Context: an optimization exercise on an open-source flow, tuned for small area and a short achievable clock period. The choices shown serve that exercise and are no tape-out recipe. Only simulation tests tie the RTL to the original design; equivalence was not proved. Power and IR drop assume default switching activity.

==> images/layer_met1.png <==
The bar under the picture is 50 um long. Cells faint in the background.
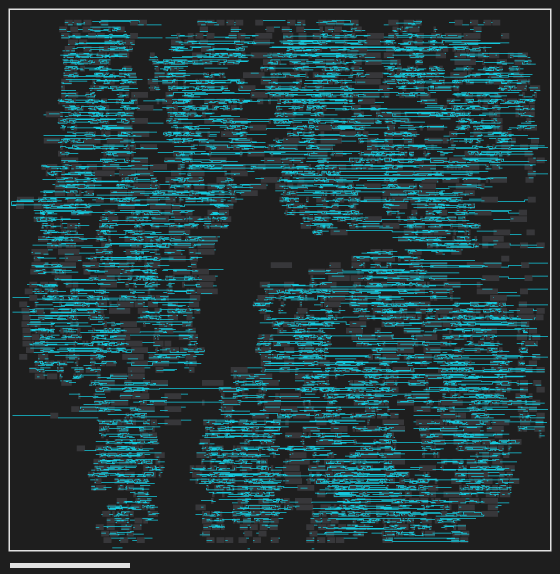
==> images/layer_met2.png <==
The bar under the picture is 50 um long.
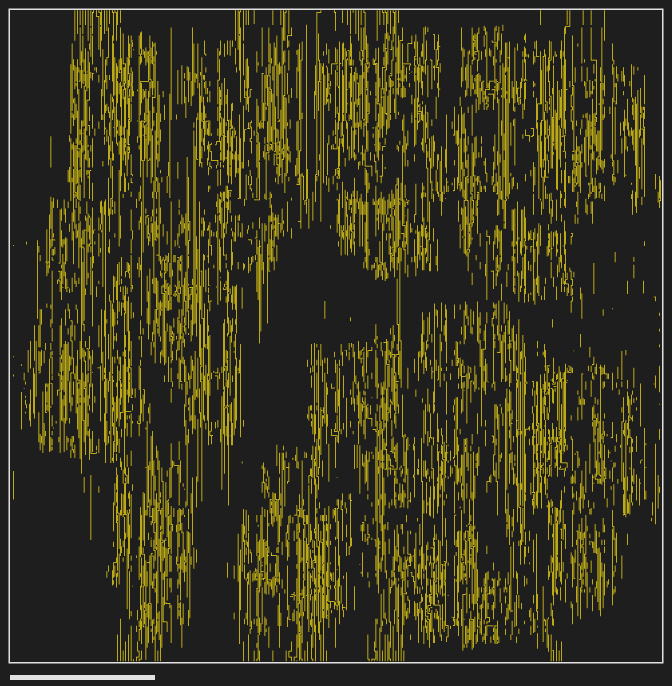
==> flow/design.v <==
`timescale 1ns / 1ns
module MedianSeletor #(parameter N = 8) (
input            clk,
input            rst,
input      [N-1:0] Data1,
input      [N-1:0] Data2,
input      [N-1:0] Data3,
input      [N-1:0] Data4,
input      [N-1:0] Data5,
input      [N-1:0] Data6,
input      [N-1:0] Data7,
input      [N-1:0] Data8,
input      [N-1:0] Data9,
output reg [N-1:0] Median   
);
localparam M = N - 1;
reg [M:0]Max1;
reg [M:0]Max2;
reg [M:0]Max3;
reg [M:0]Med1;
reg [M:0]Med2;
reg [M:0]Med3;
reg [M:0]Min1;
reg [M:0]Min2;
reg [M:0]Min3;
reg [M:0]Min_of_Max;
reg [M:0]Med_of_Med;
reg [M:0]Max_of_Min;
always@(posedge clk)
    if(rst) begin
        Max1 <= 0;
        Max2 <= 0;
        Max3 <= 0;
        Med1 <= 0;
        Med2 <= 0;
        Med3 <= 0;
        Min1 <= 0;
        Min2 <= 0;
        Min3 <= 0;
        Min_of_Max <= 0;
        Med_of_Med <= 0;
        Max_of_Min <= 0;
        Median <= 0;
    end else begin
        if(Data1 >= Data2 && Data1 >= Data3)  
            Max1 <= Data1;
        else if(Data2 >= Data1 && Data2 >= Data3)
            Max1 <= Data2;
        else if(Data3 >= Data1 && Data3 >= Data2)
            Max1 <= Data3;
        if(Data4 >= Data5 && Data4 >= Data6)
            Max2 <= Data4;
        else if(Data5 >= Data4 && Data5 >= Data6)
            Max2 <= Data5;
        else if(Data6 >= Data4 && Data6 >= Data5)
            Max2 <= Data6;
        if(Data7 >= Data8 && Data7 >= Data9)
            Max3 <= Data7;
        else if(Data8 >= Data7 && Data8 >= Data9)
            Max3 <= Data8;
        else if(Data9 >= Data7 && Data9 >= Data8)
            Max3 <= Data9;
        if((Data1 >= Data2 && Data1 <= Data3) || (Data1 >= Data3 && Data1 <= Data2))
            Med1 <= Data1;
        else if((Data2 >= Data1 && Data2 <= Data3) || (Data2 >= Data3 && Data2 <= Data1))
            Med1 <= Data2;
        else if((Data3 >= Data1 && Data3 <= Data2) || (Data3 >= Data2 && Data3 <= Data1))
            Med1 <= Data3;
        if((Data4 >= Data5 && Data4 <= Data6) || (Data4 >= Data6 && Data4 <= Data5))
            Med2 <= Data4;
        else if((Data5 >= Data4 && Data5 <= Data6) || (Data5 >= Data6 && Data5 <= Data4))
            Med2 <= Data5;
        else if((Data6 >= Data4 && Data6 <= Data5) || (Data6 >= Data5 && Data6 <= Data4))
            Med2 <= Data6;
        if((Data7 >= Data8 && Data7 <= Data9) || (Data7 >= Data9 && Data7 <= Data8))
            Med3 <= Data7;
        else if((Data8 >= Data7 && Data8 <= Data9) || (Data8 >= Data9 && Data8 <= Data7))
            Med3 <= Data8;
        else if((Data9 >= Data7 && Data9 <= Data8) || (Data9 >= Data8 && Data9 <= Data7))
            Med3 <= Data9;
        if(Data1 <= Data2 && Data1 <= Data3)
            Min1 <= Data1;
        else if(Data2 <= Data1 && Data2 <= Data3)
            Min1 <= Data2;
        else if(Data3 <= Data1 && Data3 <= Data2)
            Min1 <= Data3;
        if(Data4 <= Data5 && Data4 <= Data6)
            Min2 <= Data4;
        else if(Data5 <= Data4 && Data5 <= Data6)
            Min2 <= Data5;
        else if(Data6 <= Data4 && Data6 <= Data5)
            Min2 <= Data6;
        if(Data7 <= Data8 && Data7 <= Data9)
            Min3 <= Data7;
        else if(Data8 <= Data7 && Data8 <= Data9)
            Min3 <= Data8;
        else if(Data9 <= Data7 && Data9 <= Data8)
            Min3 <= Data9;
        if(Max1 <= Max2 && Max1 <= Max3)
            Min_of_Max <= Max1;
        else if(Max2 <= Max1 && Max2 <= Max3)
            Min_of_Max <= Max2;
        else if(Max3 <= Max1 && Max3 <= Max2)
            Min_of_Max <= Max3;
        if((Med1 >= Med2 && Med1 <= Med3) || (Med1 >= Med3 && Med1 <= Med2))
            Med_of_Med <= Med1;
        else if((Med2 >= Med1 && Med2 <= Med3) || (Med2 >= Med3 && Med2 <= Med1))
            Med_of_Med <= Med2;
        else if((Med3 >= Med1 && Med3 <= Med2) || (Med3 >= Med2 && Med3 <= Med1))
            Med_of_Med <= Med3;
        if(Min1 >= Min2 && Min1 >= Min3)
            Max_of_Min <= Min1;
        else if(Min2 >= Min1 && Min2 >= Min3)
            Max_of_Min <= Min2;
        else if(Min3 >= Min1 && Min3 >= Min2)
            Max_of_Min <= Min3;
        if((Min_of_Max >= Med_of_Med && Min_of_Max <= Max_of_Min) || (Min_of_Max >= Max_of_Min && Min_of_Max <= Med_of_Med))
            Median <= Min_of_Max;
        else if((Med_of_Med >= Min_of_Max && Med_of_Med <= Max_of_Min) || (Med_of_Med >= Max_of_Min && Med_of_Med <= Min_of_Max))
            Median <= Med_of_Med;
        else if((Max_of_Min >= Min_of_Max && Max_of_Min <= Med_of_Med) || (Max_of_Min >= Med_of_Med && Max_of_Min <= Min_of_Max))
            Median <= Max_of_Min;
    end
endmodule
module median3x3_rgb565 (
    input clk,
    input rst,
    input [15:0] pix1,
    input [15:0] pix2,
    input [15:0] pix3,
    input [15:0] pix4,
    input [15:0] pix5,
    input [15:0] pix6,
    input [15:0] pix7,
    input [15:0] pix8,
    input [15:0] pix9,
    output [15:0] median
);
wire [4:0] median_R;
wire [5:0] median_G;
wire [4:0] median_B;
assign median = {median_R, median_G, median_B};
MedianSeletor #(.N(5)) MedianSeletor_R (
    .clk(clk),
    .rst(rst),
    .Data1(pix1[15:11]),
    .Data2(pix2[15:11]),
    .Data3(pix3[15:11]),
    .Data4(pix4[15:11]),
    .Data5(pix5[15:11]),
    .Data6(pix6[15:11]),
    .Data7(pix7[15:11]),
    .Data8(pix8[15:11]),
    .Data9(pix9[15:11]),
    .Median(median_R)
);
MedianSeletor #(.N(6)) MedianSeletor_G (
    .clk(clk),
    .rst(rst),
    .Data1(pix1[10:5]),
    .Data2(pix2[10:5]),
    .Data3(pix3[10:5]),
    .Data4(pix4[10:5]),
    .Data5(pix5[10:5]),
    .Data6(pix6[10:5]),
    .Data7(pix7[10:5]),
    .Data8(pix8[10:5]),
    .Data9(pix9[10:5]),
    .Median(median_G)
);
MedianSeletor #(.N(5)) MedianSeletor_B (
    .clk(clk),
    .rst(rst),
    .Data1(pix1[4:0]),
    .Data2(pix2[4:0]),
    .Data3(pix3[4:0]),
    .Data4(pix4[4:0]),
    .Data5(pix5[4:0]),
    .Data6(pix6[4:0]),
    .Data7(pix7[4:0]),
    .Data8(pix8[4:0]),
    .Data9(pix9[4:0]),
    .Median(median_B)
);
endmodule
==> flow/run.sh <==
#!/bin/bash
# synth_recipe.tcl (not shown) runs the flow's synth.tcl, then flattens the netlist and writes it again
# the make line also repeats each setting of config.mk as NAME=value (left out here)
make -C /OpenROAD-flow-scripts/flow DESIGN_CONFIG=/design/flow/config.mk WORK_HOME=/design/flow/orfs CLKGATE_MAP_FILE= SYNTH_SCRIPT=/design/flow/synth_recipe.tcl finish
==> flow/config.mk <==
export PLATFORM = sky130hd
export DESIGN_NAME = median3x3_rgb565
export DESIGN_NICKNAME = median3x3_rgb565
export VERILOG_FILES = /design/flow/design.v
export SDC_FILE = /design/flow/constraint.sdc
export NUM_CORES = 4
export LEC_CHECK = 0
export CAP_MARGIN = 20
export CORE_MARGIN = 2
export CORE_UTILIZATION = 40
export SLEW_MARGIN = 20
==> flow/constraint.sdc <==
create_clock -name core_clock -period 4.0 [get_ports {clk}]
set_input_delay 0.8000 -clock core_clock [delete_from_list [all_inputs] [get_ports {clk}]]
set_output_delay 0.8000 -clock core_clock [all_outputs]
set_load 0.01 [all_outputs]
==> summary.txt <==
Leaving out fill and tap cells, the most frequent cell in the layout is sky130_fd_sc_hd__ha_1. The diode insertion count for antenna repair came out at 0. The die footprint is 50,300 um2.

The peak fanout along the critical path is 11. The most used flip-flop cell after synthesis is sky130_fd_sc_hd__dfxtp_1. The required time of the worst setup path came out at 4.42 ns. The detail route stage leaves a number of antenna-violating nets equal to 0. The analysis attributes to cell leakage a power of 10.3 nW. The proportion of synthesized chip area in sequential cells is 21.5%. The clock latency at the later pin of the worst-skew pair came out at 0.57 ns. The run finished with no timing, DRC or antenna violations. In this run the power spent charging and discharging nets is 5.73 mW.

Input and output buffers added on the ports amount to 161. Subtracting the final worst setup slack from the clock period gives 3.13 ns. The gate count of the mapped netlist came out at 2,474. In this run the most used layer during global routing was met2. The count of filler cells inserted in the layout is 4,705. In this run, the number of DRC markers left after iteration 0 of detailed routing was 1,168. The critical path launch point type is a primary input.

The clock share of power is 18.1%. Dividing total power by cell area gives a power density of 579 nW/um2. The path class of the tightest hold or removal check is register to register. The number of maximum-capacitance violations is 0. The cell with the largest stage delay on the worst path is sky130_fd_sc_hd__clkdlybuf4s50_1. The met2 track utilization from global routing is 38.3%. The effective utilization at floorplan came out at 40.5%. The worst-case setup slack after placement is 0.344 ns.

The endpoint kind of the worst setup timing path is a register. The relative slew slack is 27.9%. The root buffer cell chosen for the clock tree is sky130_fd_sc_hd__clkbuf_16.

No sink is reached through more buffers than the 3 on the longest clock path. The critical path arrival is 3.56 ns. Row generation in the floorplan step produced 80 rows. The final clock period utilization by the worst path is 78.3%.

TritonCTS created 27 clock buffers. The CTS H-tree depth is 1. At the pin with the least slew margin, the transition time is 1.07 ns. The sequential cell fraction of total power is 23.7%. The synthesized design contains 0 enable-type register cells.

At the end of routability-driven placement, the weighted congestion stood at 0.913. The share of final-layout standard cells stronger than drive strength 1 came out at 5.39%. During synthesis, Yosys emitted a total of 2 warnings. The largest stage delay on the critical path is 0.56 ns. On the final layout, the worst clock skew is 0.0230 ns.

The share of total power in combinational logic is 58.2%. The detailed-placement wirelength estimate came out at 44.8 mm. The count of final hold-check violations is 0.

The cell family contributing the most delay on the critical path is compound AO/OA/AOI/OAI gates. The final count of pins violating max slew is 0. The clock-pin slew reported for the worst setup and hold paths after clock tree synthesis came out at 0.06 ns. The buffers inserted during post-CTS setup optimization is 0.

The share of synthesized flip-flops with an asynchronous set or reset is 0%. The netlist area before placement came out at 19,400 um2. For this run, global-route usage on met3 was measured as 2.74%. In this run the mean area of a mapped cell was 7.84 um2. In the layout the commonest cells are sky130_fd_sc_hd__ha_1 (336), sky130_fd_sc_hd__inv_1 (279), sky130_fd_sc_hd__a21oi_1 (259), sky130_fd_sc_hd__nor2_1 (238), sky130_fd_sc_hd__nand2_1 (209). The number of buffer and inverter stages on the critical path came out at 1. TritonCTS built the clock tree. The switching part of the total is 43.6%. The final setup slack of the worst path came out at 0.866 ns.

The first TritonRoute pass finished after 7 iterations. The synthesized flop and latch total came out at 208. The die is 224 um wide. Dividing the detail-routed via count by the number of cells gives 5.67. The number of nets in the synthesized netlist is 2,956. The total overflow left after global routing is 0. The final routed wire length divided by cell count came out at 17.3 um.

VDD sags by at most 0.465 mV. The maximum number of pins on one net before global-route repair came out at 96. The area growth from synthesis to layout is 16.9%.

Setup violations remaining at the end of the flow were counted as 0. The global-route usage over all layers came out at 21.9%. Setup repair after global routing left no endpoint under its margin. The number of hold buffers added after cts came out at 0.

The height of the chip is 224 um. By startpoint and endpoint, the worst setup path is classified as primary input to register. The internal power came out at 7.41 mW.

The minimum hold slack is 0.479 ns. The count of instances resized after the clock tree is built is 0. The global-route wire length before repair came out at 91.5 mm.

The summed negative setup slack over all endpoints came out at 0 ns. The I/O pin count came out at 162. The area of the core region is 47,800 um2. The number of different library cells in the post-synthesis netlist came out at 74.

The clock sink total came out at 208. After the last flow step, the layout net total stands at 3,118. The achievable clock frequency is 319 MHz. The post-route DRC violation count came out at 0. The number of global-route vias before repair is 18.2k. Traced cell by cell, the critical path runs through clkdlybuf4s50_1 -> ha_1 -> nor2b_1 -> o21ai_0 -> a32oi_1 -> or2_2 -> o211ai_1 -> nor2_1 -> a2111oi_0. The initial antenna violation count is 0.
Notes on layer_met1.png above:
nets with wire on the layer: 2,964
share of all routed wire: 45%
met1 Track Usage GR: 28.3%
final wirelength: 56.6 mm
via count: 18.5k

Notes on layer_met2.png above:
wire length on this layer: 26.8 mm
main direction: vertical
longest straight run: 90.4 um
nets with wire on the layer: 2,612

[cell type report]
class	count	area, um2	share of cell area, %
Sequential cell	208	4160	18.4
Clock buffer	38	757	3.34
Multi-Input combinational cell	1923	13900	61.5
Inverter	280	1050	4.63
Tap cell	615	769	3.39
Timing Repair Buffer	196	1880	8.27
Clock inverter	10	118	0.518
[routing by layer]
metal / share of wire, % / vias to the layer above / wire [um]
met5: 0 / - / 0
met4: 2.6 / 0 / 1460
met3: 4.7 / 104 / 2670
met2: 47 / 461 / 26800
met1: 45 / 8650 / 25600
li1: - / 9329 / -
[power by group through the flow]
stage          Clock, mW  Combinational (mW)  Sequential, mW
2_1_floorplan          0                5.77            2.92
3_3_place_gp           0                7.32            3.15
5_1_grt             2.52                8.54            3.18
4_1_cts             2.44                7.60            3.11
3_5_place_dp           0                7.55            3.15
6_report            2.38                7.65            3.11
[stage by stage]
step / std cells / total power, mW / util [%] / instance area (um2)
final: 3270 / 13.1 / 47.4 / 22700
after global routing: 3270 / 14.2 / 47.4 / 22700
after CTS: 3270 / 13.2 / 47.4 / 22700
after detailed placement: 3222 / 10.7 / 45.6 / 21800
after global placement: 3222 / 10.5 / 45.6 / 21800
after floorplan: 2474 / 8.69 / - / 19400
[synth_stat cells, drive strengths merged (22+ instances only)]
master | number | area (um2)
a22o | 22 | 193
nor2 | 239 | 900
and3 | 22 | 138
mux2i | 122 | 1220
o211ai | 31 | 233
o22ai | 26 | 163
dfxtp | 208 | 4160
a311o | 35 | 350
a21o | 57 | 428
nor2b | 24 | 150
nand2 | 209 | 785
nand4 | 26 | 163
a21oi | 260 | 1310
clkbuf | 52 | 195
nand3 | 44 | 220
ha | 336 | 4200
a211oi | 64 | 588
nand2b | 32 | 200
inv | 280 | 1050
o21ai | 148 | 744
[cell families after synthesis]
family | share of synthesized area [%]
flops | 21.5
xor+xnor | 0.451
compound gates | 27.4
fa+ha+maj | 21.7
simple gates | 15.3
buf+inv | 6.70
mux | 6.99
[worst paths after layout]
path | startpoint | endpoint | cells after the start | slack (ns)
worst max register to register | MedianSeletor_B.Med1[2] | MedianSeletor_B.Med_of_Med[0] | 8 | 1.13
worst min-delay path | MedianSeletor_G.Min3[3] | MedianSeletor_G.Min3[3] | 2 | 0.48
worst max-delay path | pix7[12] | MedianSeletor_R.Max3[0] | 9 | 0.87
worst min register to register | MedianSeletor_G.Min3[3] | MedianSeletor_G.Min3[3] | 2 | 0.48

## what the ideal ports hide
No port has a modelled driver above. Below, the same layout with a new extraction and two added sets of constraints. Step 1 assumes that a clkbuf_16 drives the clock port and a buf_2 every other input. Step 2 times the ports against the registers' clock, not the clock port: input delays grow and output delays shrink by t, the midpoint of the rising clock arrivals with the driver on. Three values: no drivers, after step 1, after step 2; two values: the first two.
shift t [ns]: 0.610
setup WS [ns]: 0.866 / 0.885 / 0.275
hold WS [ns]: 0.479 / 0.479 / 0.479
latest minus earliest clock arrival (ns): 0.027 / 0.028
pins driven straight from the clock port: 1
After both steps setup and hold are still met in this run. The setup slack of this run moves by +0.019 ns with the drivers and by -0.591 ns with both steps.
